From an optimization exercise on the open Yosys and OpenROAD flow, aimed at small area, a short achievable clock period and few clock cycles; shortcuts taken in it are not production practice. At most, simulation tests tie the RTL to the original design; equivalence was not proved. Some runs may be left out. An edit can pass the tests and still lose a function that they never use. For run 2, only the layout was checked, not whether the RTL still works.

### flow/config.mk
export PLATFORM = sky130hd
export DESIGN_NAME = complex_mean_square
export DESIGN_NICKNAME = complex_mean_square
export VERILOG_FILES = /design/flow/design.v
export SDC_FILE = /design/flow/constraint.sdc
export NUM_CORES = 4
export LEC_CHECK = 0
export CAP_MARGIN = 20
export CORE_MARGIN = 2
export CORE_UTILIZATION = 40
export SLEW_MARGIN = 20
### flow/constraint.sdc
create_clock -name core_clock -period 13.5 [get_ports {i_clk}]
set_input_delay 2.7000 -clock core_clock [delete_from_list [all_inputs] [get_ports {i_clk}]]
set_output_delay 2.7000 -clock core_clock [all_outputs]
set_load 0.01 [all_outputs]
### flow/design.v
module complex_adder_subtractor #(
    parameter WIDTH=32
) (
    input [WIDTH-1:0] a,
    input [WIDTH-1:0] b,
    input addNotSub,
    output reg [WIDTH-1:0] result
);
    always @(*) begin
        if (addNotSub) begin
            result[WIDTH-1:WIDTH/2] = a[WIDTH-1:WIDTH/2] + b[WIDTH-1:WIDTH/2];
            result[WIDTH/2-1:0] = a[WIDTH/2-1:0] + b[WIDTH/2-1:0];
        end else begin
            result[WIDTH-1:WIDTH/2] = a[WIDTH-1:WIDTH/2] - b[WIDTH-1:WIDTH/2];
            result[WIDTH/2-1:0] = a[WIDTH/2-1:0] - b[WIDTH/2-1:0];
        end
    end
endmodule
module complex_multiplier #(
    parameter WIDTH=32
) (
    input [WIDTH-1:0] a,
    input [WIDTH-1:0] b,
    output [2*WIDTH-1:0] result
);
    wire signed [WIDTH-1:0] a_real = { {(WIDTH/2+1){a[WIDTH/2-1]}}, a[WIDTH/2-1:0] };
    wire signed [WIDTH-1:0] b_real = { {(WIDTH/2+1){b[WIDTH/2-1]}}, b[WIDTH/2-1:0] };
    wire signed [WIDTH-1:0] a_img = { {(WIDTH/2+1){a[WIDTH-1]}}, a[WIDTH-1:WIDTH/2] };
    wire signed [WIDTH-1:0] b_img = { {(WIDTH/2+1){b[WIDTH-1]}}, b[WIDTH-1:WIDTH/2] };
    wire signed [WIDTH-1:0] result_real = a_real * b_real - a_img * b_img;
    wire signed [WIDTH-1:0] result_img = a_real * b_img + a_img * b_real;
    assign result[WIDTH-1:0] = result_real;
    assign result[2*WIDTH-1:WIDTH] = result_img;
endmodule
module complex_mean_square (
    input wire i_clk,
    input wire i_arst,
    input wire i_en,
    input wire [2:0] i_log2_samples,
    input wire        i_valid,
    input wire [31:0] i_y,
    input wire [31:0] i_y_hat,
    output reg        o_valid,
    output reg [63:0] o_data
);
    wire [31:0] y_diff_w;
    wire [63:0] sq_diff_complex_w;
    wire        sq_diff_valid_w;
    wire [63:0] sum_res_w;
    wire [8:0]  num_samples_w = 1 << i_log2_samples;
    reg [8:0]  sample_rx_cnt_r;
    reg [8:0]  sample_proc_cnt_r;
    reg [1:0]  state_r, next_state_r;
    localparam S_IDLE      = 2'b00;
    localparam S_INIT      = 2'b01;
    localparam S_COMPUTING = 2'b10;
    localparam S_FINALIZE  = 2'b11;
    complex_adder_subtractor #(.WIDTH(32)) y_difference_module (
        .a(i_y),
        .b(i_y_hat),
        .addNotSub(1'b0),
        .result(y_diff_w)
    );
    complex_multiplier cpow_calculator (
        .a(y_diff_w),
        .b(y_diff_w),
        .result(sq_diff_complex_w)
    );
    assign sq_diff_valid_w = i_valid;
    complex_adder_subtractor #(.WIDTH(64)) square_sum (
        .a(o_data),  
        .b(sq_diff_complex_w),
        .addNotSub(1'b1),
        .result(sum_res_w)
    );
    always @(posedge i_clk or posedge i_arst) begin
        if (i_arst)
            state_r <= S_IDLE;
        else
            state_r <= next_state_r;
    end
    always @(*) begin
        next_state_r = state_r;
        case (state_r)
            S_IDLE:      if (i_en) next_state_r = S_INIT;
            S_INIT:      next_state_r = S_COMPUTING;
            S_COMPUTING: if (sample_rx_cnt_r == num_samples_w && sample_proc_cnt_r == num_samples_w)
                             next_state_r = S_FINALIZE;
            S_FINALIZE:  next_state_r = S_IDLE;
            default:     next_state_r = S_IDLE;
        endcase
    end
    always @(posedge i_clk or posedge i_arst) begin
        if (i_arst) begin
            o_valid           <= 1'b0;
            o_data            <= 64'b0;
            sample_rx_cnt_r   <= 9'b0;
            sample_proc_cnt_r <= 9'b0;
        end else begin
            o_valid <= 1'b0;  
            case (state_r)
                S_INIT: begin
                    o_data            <= 64'b0;
                    sample_rx_cnt_r   <= 9'b0;
                    sample_proc_cnt_r <= 9'b0;
                end
                S_COMPUTING: begin
                    sample_rx_cnt_r <= sample_rx_cnt_r;
                    sample_proc_cnt_r <= sample_proc_cnt_r;
                    if (i_valid && sample_rx_cnt_r < num_samples_w) begin
                        sample_rx_cnt_r <= sample_rx_cnt_r + 1;
                    end
                    if (sq_diff_valid_w && !(sample_proc_cnt_r == num_samples_w)) begin
                        sample_proc_cnt_r <= sample_proc_cnt_r + 1;
                        o_data <= sum_res_w;
                    end
                end
                S_FINALIZE: begin
					o_valid        <= 1'b1;  
					o_data[31:0]   <= $signed(o_data[31:0]) >>> i_log2_samples;
					o_data[63:32]  <= $signed(o_data[63:32]) >>> i_log2_samples;
                end
            endcase
        end
    end
endmodule
### flow/run.sh
#!/bin/bash
# synth_recipe.tcl (not shown) runs the flow's synth.tcl, then flattens the netlist and writes it again
# the make line also repeats each setting of config.mk as NAME=value (left out here)
make -C /OpenROAD-flow-scripts/flow DESIGN_CONFIG=/design/flow/config.mk WORK_HOME=/design/flow/orfs CLKGATE_MAP_FILE= SYNTH_SCRIPT=/design/flow/synth_recipe.tcl finish
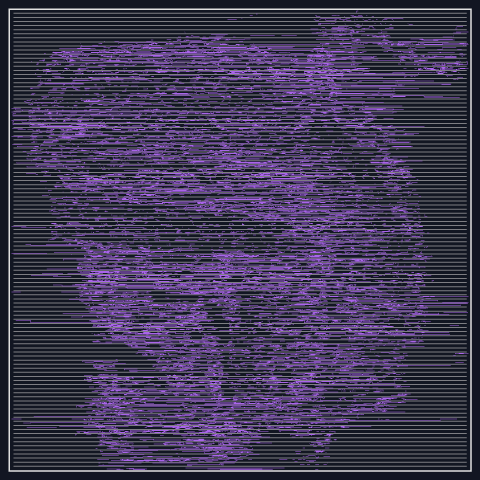
run_1/met1.png
(1.5 px per um) Supply wires on this layer in grey.
longest straight run: 110 um
nets with wire on the layer: 4,957
main direction: horizontal
share of all routed wire: 42%
wire length on this layer: 45.5 mm
GRT met1 Usage: 32.38%
count of vias placed by the detailed router: 27,810
wirelength, routed: 108,800 um

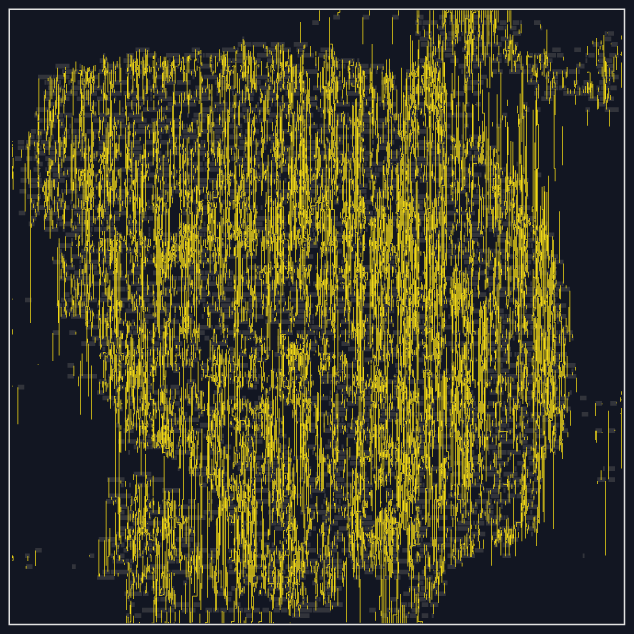
run_1/met2.png
(2 px per um) Cells faint in the background.
nets with wire on the layer: 4,471
main direction: vertical
longest straight run: 91.5 um
wire length on this layer: 52.7 mm
share of all routed wire: 48%
met2 track demand over resource: 39.85%

==> flow_summary.rst, run 1 <==
.. list-table::
   :header-rows: 1

   * - Metric
     - Value
   * - Number of filler cells placed in the layout
     - approximately 9,000
   * - Post-synthesis sequential element count
     - 85
   * - Max-cap viol count
     - 0
   * - Actual transition at the worst max-transition pin
     - 1106 ps
   * - Top library cells by usage in the layout, fill and taps aside
     - sky130_fd_sc_hd__inv_1, sky130_fd_sc_hd__fa_1, sky130_fd_sc_hd__nand2_1
   * - Post-Place Setup Slack
     - between 100 and 150 ps
   * - Antenna violations before repair
     - 1
   * - Global route hottest layer
     - met2
   * - Area taken by multi-input logic gates
     - 30,490 um2
   * - Dominant combinational cell family by area after synthesis
     - adder cells
   * - Sequential share of cell area
     - between 5 and 6%
   * - Top Family by Delay on Critical Path
     - adder cells
   * - Number of top-level pins
     - about 140
   * - Final worst slack
     - 573.3 ps
   * - Crit end category
     - flop
   * - Simple-gate portion of the synthesized area
     - between 10% and 20%
   * - Clock tree buffer count of the final layout
     - 12
   * - Outcome
     - complete, no violations
   * - Die Area
     - around 94,000 um2
   * - Port Buffers
     - 135
   * - Combined area of all synthesized cells
     - between 30,000 and 40,000 um2
   * - Top class by area
     - multi-input combinational cells
   * - Uppermost signal routing layer after detailed routing
     - met4
   * - Most frequent standard cell in the layout excluding fill and tap cells
     - sky130_fd_sc_hd__inv_1
   * - Root buffer selected by CTS
     - sky130_fd_sc_hd__clkbuf_16
   * - Arrival time of data at the critical path endpoint
     - roughly 13,000 ps
   * - Final number of hold-violating endpoints
     - 0
   * - Seq cells
     - 85
   * - Count of buffers not belonging to the clock network in the layout
     - about 250
Testbench counts for the RTL of run 1, summed over its fixed seeds: cycles 15,043.
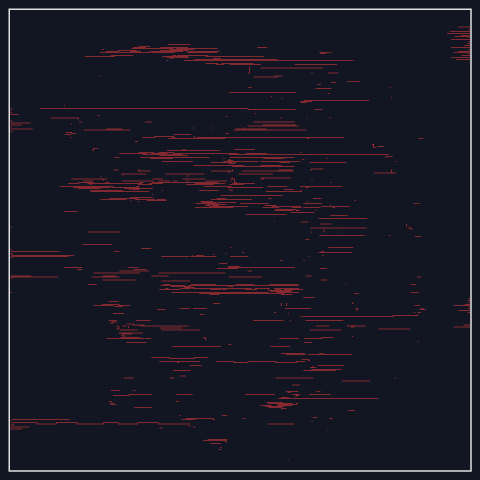
run_1/met3.png
(1.5 px per um)
main direction: horizontal
nets with wire on the layer: 271
share of all routed wire: 5.8%
wire length on this layer: 6,360 um
met3 usage in global routing: 3.329%

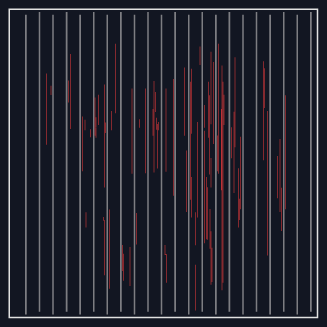
run_1/met4.png
(1 px per um) Supply wires on this layer in grey.
wire length on this layer: 4,270 um
nets with wire on the layer: 62
share of all routed wire: 3.9%
main direction: vertical

==> run 1: path summary, 6_finish.rpt <==
kind,from,to,slack [ps]
min in group asynchronous,i_arst,sample_rx_cnt_r[4]$_DFFE_PP0P_,2760
worst min register to register,sample_rx_cnt_r[7]$_DFFE_PP0P_,sample_rx_cnt_r[7]$_DFFE_PP0P_,520
worst max register to register,o_data[15]$_DFFE_PP0P_,o_data[31]$_DFFE_PP0P_,6510
worst max-delay path,i_y_hat[0],o_data[31]$_DFFE_PP0P_,570
max in group asynchronous,i_arst,o_data[18]$_DFFE_PP0P_,9620
worst min-delay path,sample_rx_cnt_r[7]$_DFFE_PP0P_,sample_rx_cnt_r[7]$_DFFE_PP0P_,520
==> run 1: metrics by stage <==
stage | cells | util [%] | area (um2) | hold WS, ps
2_1_floorplan | 4019 | - | 36690 | 468.2
3_3_place_gp | 5302 | 43.80 | 39960 | 496.5
3_5_place_dp | 5302 | 43.80 | 39960 | 507.7
4_1_cts | 5318 | 44.10 | 40240 | 518.1
5_1_grt | 5319 | 44.13 | 40260 | 540.8
6_report | 5319 | 44.13 | 40260 | 521.5
## Run 2: large edit since run 1, in outline
flow/design.v: 126 -> 1024 lines; modules unchanged: 1
  csa_fa: new, 10 lines
  complex_multiplier: edited, 16 -> 911 lines
  complex_mean_square: edited, 92 -> 85 lines
==> module complex_mean_square as of run 2 <==
module complex_mean_square (
    input wire i_clk,
    input wire i_arst,
    input wire i_en,
    input wire [2:0] i_log2_samples,
    input wire        i_valid,
    input wire [31:0] i_y,
    input wire [31:0] i_y_hat,
    output reg        o_valid,
    output reg [63:0] o_data
);
    reg        busy_r;       
    reg        skip_r;       
    reg        take_en_r;    
    reg  [6:0] cnt_r;        
    reg  [2:0] k_r;          
    reg        first1_r, last1_r, first2_r, last2_r;
    wire       start = ~busy_r & i_en;
    wire       take  = take_en_r & i_valid;
    wire [6:0] n_m1  = ~(7'h7f << k_r);
    wire       last  = take & (cnt_r == n_m1);
    always @(posedge i_clk or posedge i_arst) begin
        if (i_arst) begin
            busy_r    <= 1'b0;
            skip_r    <= 1'b0;
            take_en_r <= 1'b0;
            first1_r  <= 1'b0;
            last1_r   <= 1'b0;
            first2_r  <= 1'b0;
            last2_r   <= 1'b0;
            o_valid   <= 1'b0;
        end else begin
            if (start) begin
                busy_r <= 1'b1;
                skip_r <= 1'b1;
            end
            if (skip_r) begin
                skip_r    <= 1'b0;
                take_en_r <= 1'b1;
            end
            if (last)
                take_en_r <= 1'b0;
            first1_r <= take & (cnt_r == 7'd0);
            last1_r  <= last;
            first2_r <= first1_r;
            last2_r  <= last1_r;
            o_valid  <= last2_r;
            if (last2_r)
                busy_r <= 1'b0;
        end
    end
    always @(posedge i_clk) begin
        if (start) begin
            k_r   <= i_log2_samples;
            cnt_r <= 7'd0;
        end else if (take) begin
            cnt_r <= cnt_r + 7'd1;
        end
    end
    wire [31:0] diff;
    complex_adder_subtractor #(.WIDTH(32)) y_difference_module (
        .a(i_y),
        .b(i_y_hat),
        .addNotSub(1'b0),
        .result(diff)
    );
    reg [31:0] d1_r;
    always @(posedge i_clk)
        d1_r <= take ? diff : 32'd0;
    wire [63:0] sq;
    complex_multiplier cpow_calculator (
        .a(d1_r),
        .result(sq)
    );
    reg [63:0] p2_r;
    always @(posedge i_clk)
        p2_r <= sq;
    wire [31:0] sum_re = (first2_r ? 32'd0 : o_data[31:0])  + p2_r[31:0];
    wire [31:0] sum_im = (first2_r ? 32'd0 : o_data[63:32]) + p2_r[63:32];
    wire [2:0]  sh     = last2_r ? k_r : 3'd0;
    always @(posedge i_clk) begin
        o_data[31:0]  <= $signed(sum_re) >>> sh;
        o_data[63:32] <= $signed(sum_im) >>> sh;
    end
endmodule
==> module csa_fa as of run 2 <==
module csa_fa (
    input  a,
    input  b,
    input  c,
    output s,
    output co
);
    assign s  = a ^ b ^ c;
    assign co = (a & b) | (a & c) | (b & c);
endmodule
--- a/flow/config.mk
+++ b/flow/config.mk
@@ -10,2 +10,4 @@
 export CORE_UTILIZATION = 40
 export SLEW_MARGIN = 20
+export SYNTH_HIERARCHICAL = 1
+export SYNTH_MINIMUM_KEEP_SIZE = 0
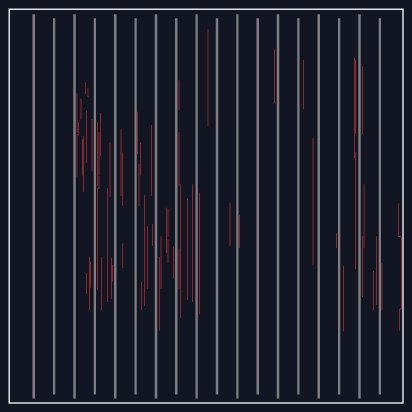
run_2/met4.png
(1.5 px per um) Supply wires on this layer in grey.
share of all routed wire: 3.1%
nets with wire on the layer: 49
main direction: vertical
wire length on this layer: 2,410 um
count of vias placed by the detailed router: 20,900
wirelength, routed: 77,020 um

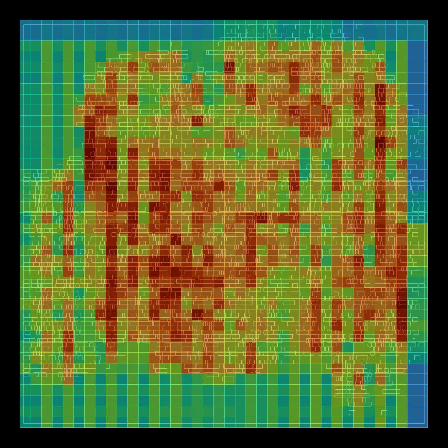
run_2/final_congestion.png
met3 usage in global routing: 3.852%
final design utilization: 44.29%
met2 track demand over resource: 39.34%
GRT met1 Usage: 30.60%

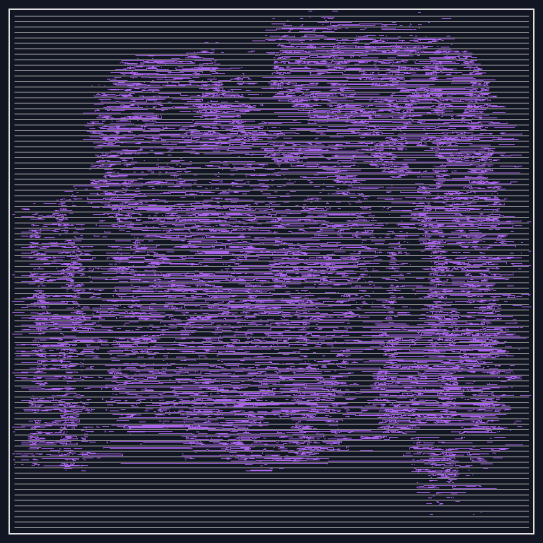
run_2/met1.png
(2 px per um) Supply wires on this layer in grey.
longest straight run: 103 um
main direction: horizontal
share of all routed wire: 44%

==> run 2 against run 1 <==
Cell count down 30%. Critical path depth down 18. Routed wire length fell by 29%. Still clean. Critical endpoint is now p2_r[63]$_DFF_P_. Critical path type is now flop to flop. Die area is 27% lower. Register-to-register slack got worse by 1800 ps. Synthesized cell count is 29% lower. Via count is 25% lower. Clock skew is 3.8 ps higher. Final area fell by 28%. Non-clock buffer count decreased by 74.
==> flow_summary.rst, run 2 <==
.. list-table::
   :header-rows: 1

   * - Metric
     - Value
   * - Uppermost signal routing layer after detailed routing
     - met4
   * - Post-synthesis sequential element count
     - 178
   * - Non-filler instance count after layout
     - approximately 3,700
   * - Dominant combinational cell family by area after synthesis
     - adder cells
   * - Simple-gate portion of the synthesized area
     - roughly a fifth
   * - Final #Nets
     - between 3,000 and 4,000
   * - Post-CTS Setup Inserts
     - 0
   * - Post-place instance area
     - about 29,000 um2
   * - Antenna violations before repair
     - 1
   * - Post-Place Setup Slack
     - approximately 4800 ps
   * - Via count of the first global-routing pass
     - between 20,000 and 25,000
   * - End of the worst register-to-register path
     - p2_r[63]$_DFF_P_
   * - Post-route standard cell area excluding fillers
     - about 29,000 um2
   * - Most frequent standard cell in the layout excluding fill and tap cells
     - sky130_fd_sc_hd__fa_1
   * - Most used cell, CP
     - sky130_fd_sc_hd__fa_1
   * - Arrival time of data at the critical path endpoint
     - 9130 ps
   * - Area taken by multi-input logic gates
     - roughly 22,000 um2
   * - Port Buffers
     - between 100 and 150
   * - Die Area
     - ~70,000 um2
   * - Top library cells by usage in the layout, fill and taps aside
     - sky130_fd_sc_hd__fa_1, sky130_fd_sc_hd__nand2_1, sky130_fd_sc_hd__and2_1
   * - Max Transition Viols Final
     - 0
   * - Number of top-level pins
     - 136
   * - Hold EP
     - first2_r$_DFF_PP0_
   * - Initial DRC Count
     - roughly 1,400
   * - Worst hold path startpoint
     - first1_r$_DFF_PP0_
   * - Worst reg2reg path depth
     - 23
   * - Sequential fraction of the synthesis area
     - 13.70%
   * - Number of filler cells placed in the layout
     - 6,348
   * - Final number of hold-violating endpoints
     - 0
   * - Critical-path cell list
     - inv_1, nor2_1, fa_1, fa_1, fa_1, fa_1, fa_1, fa_1, fa_1, fa_1, fa_1, fa_1, fa_1, fa_1, fa_1, fa_1, ha_1, nand3_1, nor3_2, nand3_1, a2111oi_0, nor3_1, xnor2_1
   * - Crit end category
     - flop
   * - Actual transition at the worst max-transition pin
     - 1036 ps
   * - Global route hottest layer
     - met2
   * - Seq. cell area
     - approximately 3600 um2
   * - Max-cap viol count
     - 0
   * - Endpoint of the worst setup timing path
     - p2_r[63]$_DFF_P_
   * - R2r startpoint
     - d1_r[0]$_SDFF_PN0_
   * - Post-route worst hold slack
     - between 300 and 400 ps
   * - Outcome
     - complete, no violations
   * - Worst setup startpoint
     - d1_r[0]$_SDFF_PN0_
   * - Final worst slack
     - 4758 ps
   * - Inst Count DP
     - approximately 3,700
   * - Slack of the worst reg-to-reg path
     - between 4000 and 5000 ps
   * - Post-route ant nets
     - 0
   * - Core footprint
     - 65,750 um2
==> run 2: cell count changes after synthesis, sizes merged, moves of 50 or more <==
| cell | before | now |
|---|---|---|
| nand2 | 402 | 324 |
| dfrtp | 85 | 8 |
| fa | 824 | 438 |
| clkbuf | 99 | 168 |
| ha | 321 | 150 |
| inv | 964 | 84 |
| nor2 | 332 | 146 |
| and2 | 20 | 313 |
| dfxtp | 0 | 167 |
| a21oi | 118 | 168 |
| nor2b | 18 | 78 |
==> run 2: final cells by class <==
class,count,share of cell area [%]
Multi-Input combinational cell,2416,75.23
Sequential cell,178,12.49
Timing Repair Buffer,172,5.594
Tap cell,864,3.712
Clock buffer,17,1.461
Inverter,84,1.083
Clock inverter,15,0.4253
Antenna cell,1,0.008593

==> static timing again, ports no longer ideal <==
In the flow no input, the clock included, has a driving cell. The finished layouts below were timed again as built, in two steps. Step 1 (the two cells are an assumption about what drives the block):
set clk [get_ports {i_clk}]
set_driving_cell -lib_cell sky130_fd_sc_hd__clkbuf_16 $clk
set_driving_cell -lib_cell sky130_fd_sc_hd__buf_2 [delete_from_list [all_inputs] $clk]
Step 2 moves the port delays by t, midway between the first and last clock arrival at a register: inputs arrive t later, outputs are due t later. That takes back most of the time a late clock gives input paths. a / b / c = ideal / step 1 / step 2; a / b = the first two.
run | t (ns) | setup WS [ns] | worst register clock-pin slew, ns | worst slew at a driven data input, ns | cell pins on the clock port's net
run 1 | 0.419 | 0.573 / 0.604 / 0.185 | 0.08 / 0.08 | 0.05 | 1
run 2 | 0.560 | 4.758 / 4.758 / 4.758 | 0.09 / 0.09 | 0.04 | 1
After both steps setup and hold are still met in every run listed. The setup slack of run 1, which loses most, moves by +0.031 ns with the drivers and by -0.388 ns with both steps.
